Source: an optimization exercise on an open RTL-to-GDS flow (aim: small area, a short achievable clock period and few clock cycles). Production flows keep margins and buffers that such runs may drop.
Function was checked by simulation only, so behaviour that the tests miss may differ from the original.

Clock wires, drivers and flops:
(4 px per micron)
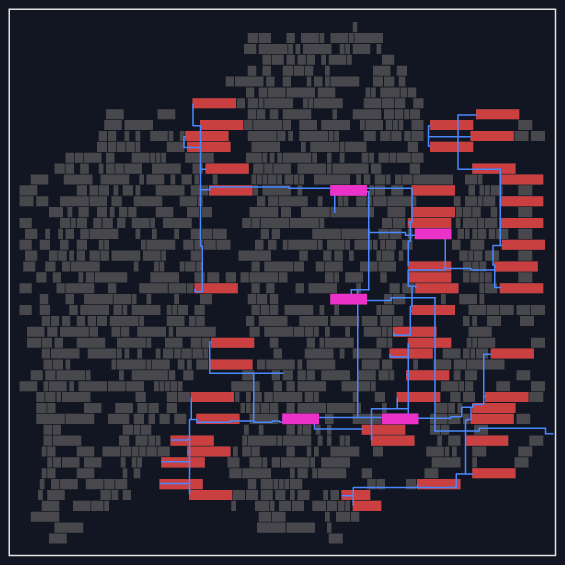
Signal metal coverage by tile:
(3 px per micron) The die is cut into 27 by 27 equal tiles; white is low, dark blue is high, scaled to the fullest tile. Values are wire area over tile area, all layers added.
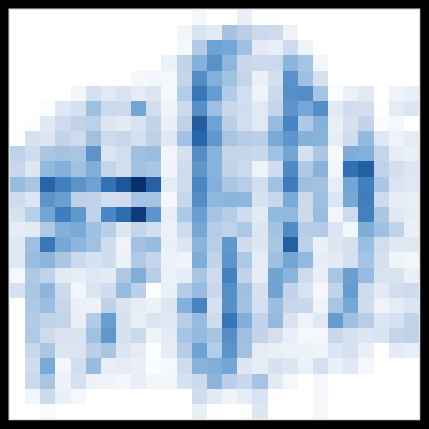
Placement by cell class:
(3 px per micron)
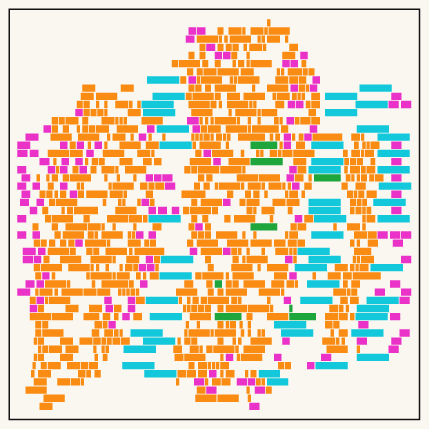
==> flow/run.sh <==
#!/bin/bash
# synth_recipe.tcl (not shown) runs the flow's synth.tcl, then flattens the netlist and writes it again
# the make line also repeats each setting of config.mk as NAME=value (left out here)
make -C /OpenROAD-flow-scripts/flow DESIGN_CONFIG=/design/flow/config.mk WORK_HOME=/design/flow/orfs CLKGATE_MAP_FILE= SYNTH_SCRIPT=/design/flow/synth_recipe.tcl finish
==> flow/config.mk <==
export PLATFORM = sky130hd
export DESIGN_NAME = non_pipeline
export DESIGN_NICKNAME = non_pipeline
export VERILOG_FILES = /design/flow/design.v
export SDC_FILE = /design/flow/constraint.sdc
export NUM_CORES = 4
export LEC_CHECK = 0
export CAP_MARGIN = 20
export CORE_MARGIN = 2
export CORE_UTILIZATION = 40
export SLEW_MARGIN = 20
==> flow/constraint.sdc <==
create_clock -name core_clock -period 5.0 [get_ports {clk}]
set_input_delay 1.0000 -clock core_clock [delete_from_list [all_inputs] [get_ports {clk}]]
set_output_delay 1.0000 -clock core_clock [all_outputs]
set_load 0.01 [all_outputs]
==> flow/design.v <==
`default_nettype none
module non_pipeline(
    input clk,
    input rst,
    input [7:0] a,
    input [7:0] b,
    input [7:0] c,
    input [7:0] d,
    input start,
    output busy,
    output reg [15:0] out
    );
    reg [15:0] stage1;
    reg [15:0] stage2;
    reg [1:0] process;  
    assign busy = (process > 0);
    always @(posedge clk) begin
        if(start | busy) begin
            case(process)
                0: begin stage1 <= a * b; process <= process + 1; end
                1: begin stage2 <= stage1 * c; process <= process + 1; end
                2: begin out <= stage2 + d; process <= 0; end
            endcase
        end
        if(rst)
            process <= 0;
    end
endmodule
==> Flow_metrics.wiki <==
{| class="wikitable"
! Metric !! Value
|-
| Share of synthesized cell area in and, or, nand and nor gates || 0.183
|-
| Cell Count, Final, Fillers Out || 1062
|-
| Share of the yosys chip area belonging to registers || 0.212
|-
| Clock tree buffer depth || 2
|-
| Height of the chip || 136 microns
|-
| Wire length of the first global-routing pass || 24900 microns
|-
| Required time at the endpoint of the critical path || 5.05 ns
|-
| Cell type with the highest aggregate area in the netlist || fa_1
|-
| TritonCTS clock tree || built
|-
| CP startpoint || c[4]
|-
| Arrival time worst endpoint || 4.88 ns
|-
| Synth Warn # || 1
|-
| Post-synthesis net count || 904
|-
| # Max-Cap Violations || 0
|-
| Number of failing hold endpoints at the final stage || 0
|-
| Most common cell type on the critical path || fa_1
|-
| Estimated wirelength of the detail-placed design || 12900 microns
|-
| Post-synthesis to final-layout area growth || 23.1%
|-
| Met3 WL post-DR || 493 microns
|-
| Average cell area after synthesis || 9.93 sq um
|-
| Floorplan die area || 18600 sq um
|-
| Total via count after detailed routing || 5112
|-
| Critical path launch point type || input port
|-
| Layout cell share with drive strength beyond 1 || 0.130
|-
| Critical path peak fanout || 7
|-
| Number of antenna violations at the first check in global routing || 2
|-
| Router iterations before antenna repair || 4
|-
| Worst r2r src || stage1[3]
|-
| Total length of routed met2 wires || 8170 microns
|-
| Cell Count Post-Placement || 1052
|-
| Die X-Extent || 136 microns
|-
| Worst slew pin tran || 0.597 ns
|-
| Hold Path Class || reg -> reg
|-
| Result of the run || no timing/DRC/antenna violations
|-
| Max H-tree Level || 2
|-
| Routed length on met1 || 5520 microns
|-
| Post-Synth XOR/XNOR Area || 0.0501
|-
| Number of slew-limit violations in the final report || 0
|-
| Unique cell type count in the Yosys netlist || 51
|-
| Max Fclk || 207 MHz
|-
| Final-report setup violation count || 0
|-
| Crit. End Element || flip-flop
|-
| Post-route clock period utilization || 0.966
|-
| #FFs+latches synth || 50
|-
| Buffers added on ports || 51
|-
| Post-synthesis async set-or-reset flop share || 0
|-
| Total gr overflow || 0
|-
| CTS sink cnt || 50
|-
| Leading cell types by total area after synthesis || fa_1 (28%), edfxtp_1 (21%), ha_1 (12%), and2_1 (11%), inv_1 (7.0%)
|-
| Top-area cell type share of the netlist area || 0.278
|-
| Worst hold-check slack || 0.508 ns
|}
Testbench counts, summed over its fixed seeds: cycles 48,000.
## Picture notes: 'clock wires, drivers and flops'
- red: flip-flops (count 50)
- blue: clock wires (length 746 microns)
- magenta: clock-net drivers (count 5)
- routed clock nets: 6
Clock Latency Late Sink: 0.29 ns

## Picture notes: 'signal metal coverage by tile'
- mean over tiles: 0.13
- emptiest ninth of the die: upper left
- tiles over half the peak: 11%
- nearly empty tiles: 22%
- fullest tile: 0.58

## Picture notes: 'placement by cell class'
- green: clock drivers and dummy loads (cells 8)
- magenta: remaining buffers and delay cells (cells 132)
- cyan: sequential cells (cells 50)
- orange: remaining logic cells (cells 647)
core area: 17200 sq um
number of rows created at floorplan: 48
sequential share of cell area: 0.172
design area: 8610 sq um
Post-Route Utilization: 0.501

registers in the layout (all words and copies together), names as in the netlist:
register / flops
out: 16
stage1: 16
stage2: 16
process: 2
cell type report:
class / instances / area (sq um) / area share
clock inverters: 2 / 37.5 / 0.00436
inverters: 132 / 495 / 0.0576
multi-input cells: 515 / 5070 / 0.589
flip-flops and latches: 50 / 1480 / 0.172
repair buffers: 132 / 1120 / 0.130
well taps: 225 / 282 / 0.0327
clock buffers: 6 / 129 / 0.0150
per-stage QoR:
stage,worst slack (ns)
final,0.171
after global routing,-0.0241
after CTS,0.00899
after detailed placement,-0.464
after global placement,-0.403
after floorplan,0.103
timing repair:
| action | CTS | global route |
|---|---|---|
| endpoints found under the setup margin | 7 | 8 |
| buffers inserted | 2 | 0 |
| pin swaps | 5 | 10 |
| gates resized for setup | 19 | 15 |
kinds of logic (layout without fill, tap and decap cells):
| kind of cell | Yosys count | count (layout) |
|---|---|---|
| compound gates | 76 | 76 |
| fa+ha+maj | 165 | 165 |
| mux | 1 | 1 |
| flops | 50 | 50 |
| xor+xnor | 40 | 40 |
| simple gates | 233 | 233 |
| buf+inv | 139 | 272 |
placed cells by master, fill, tap and decap left out, types with 2 or more instances in the layout:
master / instances
a21oi_1: 18
a21o_1: 8
o21a_1: 8
a311o_1: 3
xor2_1: 8
ha_1: 64
edfxtp_1: 48
nand2b_1: 3
buf_4: 80
o21ai_0: 11
a31oi_1: 2
inv_1: 131
and2_1: 126
clkdlybuf4s50_1: 32
o21ai_2: 3
o21ai_1: 5
nand3_1: 2
nor2b_1: 8
dlygate4sd2_1: 13
clkbuf_16: 5
ha_4: 3
clkdlybuf4s15_1: 2
fa_1: 95
xnor2_1: 32
nand2_1: 54
dlymetal6s2s_1: 4
dfxtp_1: 2
nor2_1: 22
fa_2: 2
nand4b_1: 2
nor4_1: 5
nor3_1: 4
worst paths after layout:
check	endpoint	slack, ns	cells after the start
setup / recovery	stage2[15]	0.17	16
hold / removal	process[1]	0.51	1
setup reg to reg	stage2[13]	0.66	14
hold reg to reg	process[1]	0.51	1
metal layers:
metal / vias up / track usage
li1: 2500 / -
met1: 2482 / 0.169
met2: 91 / 0.344
met3: 35 / 0.0261
met4: 4 / 0.0596
met5: - / 0
worst max-delay path: cells and delay by family:
kind	cells	cell delay, ns
AOI/OAI and AO/OA	5	0.75
xor gates and xnor gates	1	0.13
adders and majority gates	5	2.19
buffers and inverters	4	0.64
and+or+nand+nor	1	0.17

[static timing again, ports no longer ideal]
In the flow no input, the clock included, has a driving cell. The finished layout below was timed again as built, in two steps.
Step 1, drivers: a clkbuf_16 drives clk and a buf_2 each remaining input, both assumed.
Step 2 moves the port delays by t, midway between the first and last clock arrival at a register: inputs arrive t later, outputs are due t later. That takes back most of the time a late clock gives input paths.
Slacks: ideal ports / drivers / drivers and shift; pairs: ideal ports / drivers.
t, ns: 0.327
setup WS [ns]: 0.171 / 0.157 / -0.170
latest minus earliest clock arrival (ns): 0.005 / 0.005
cell pins on the clock port's net: 1
With both steps, setup timing fails in this run, where it was met with ideal ports. For this run, drivers alone change the setup slack by -0.014 ns; drivers and shift together by -0.341 ns.
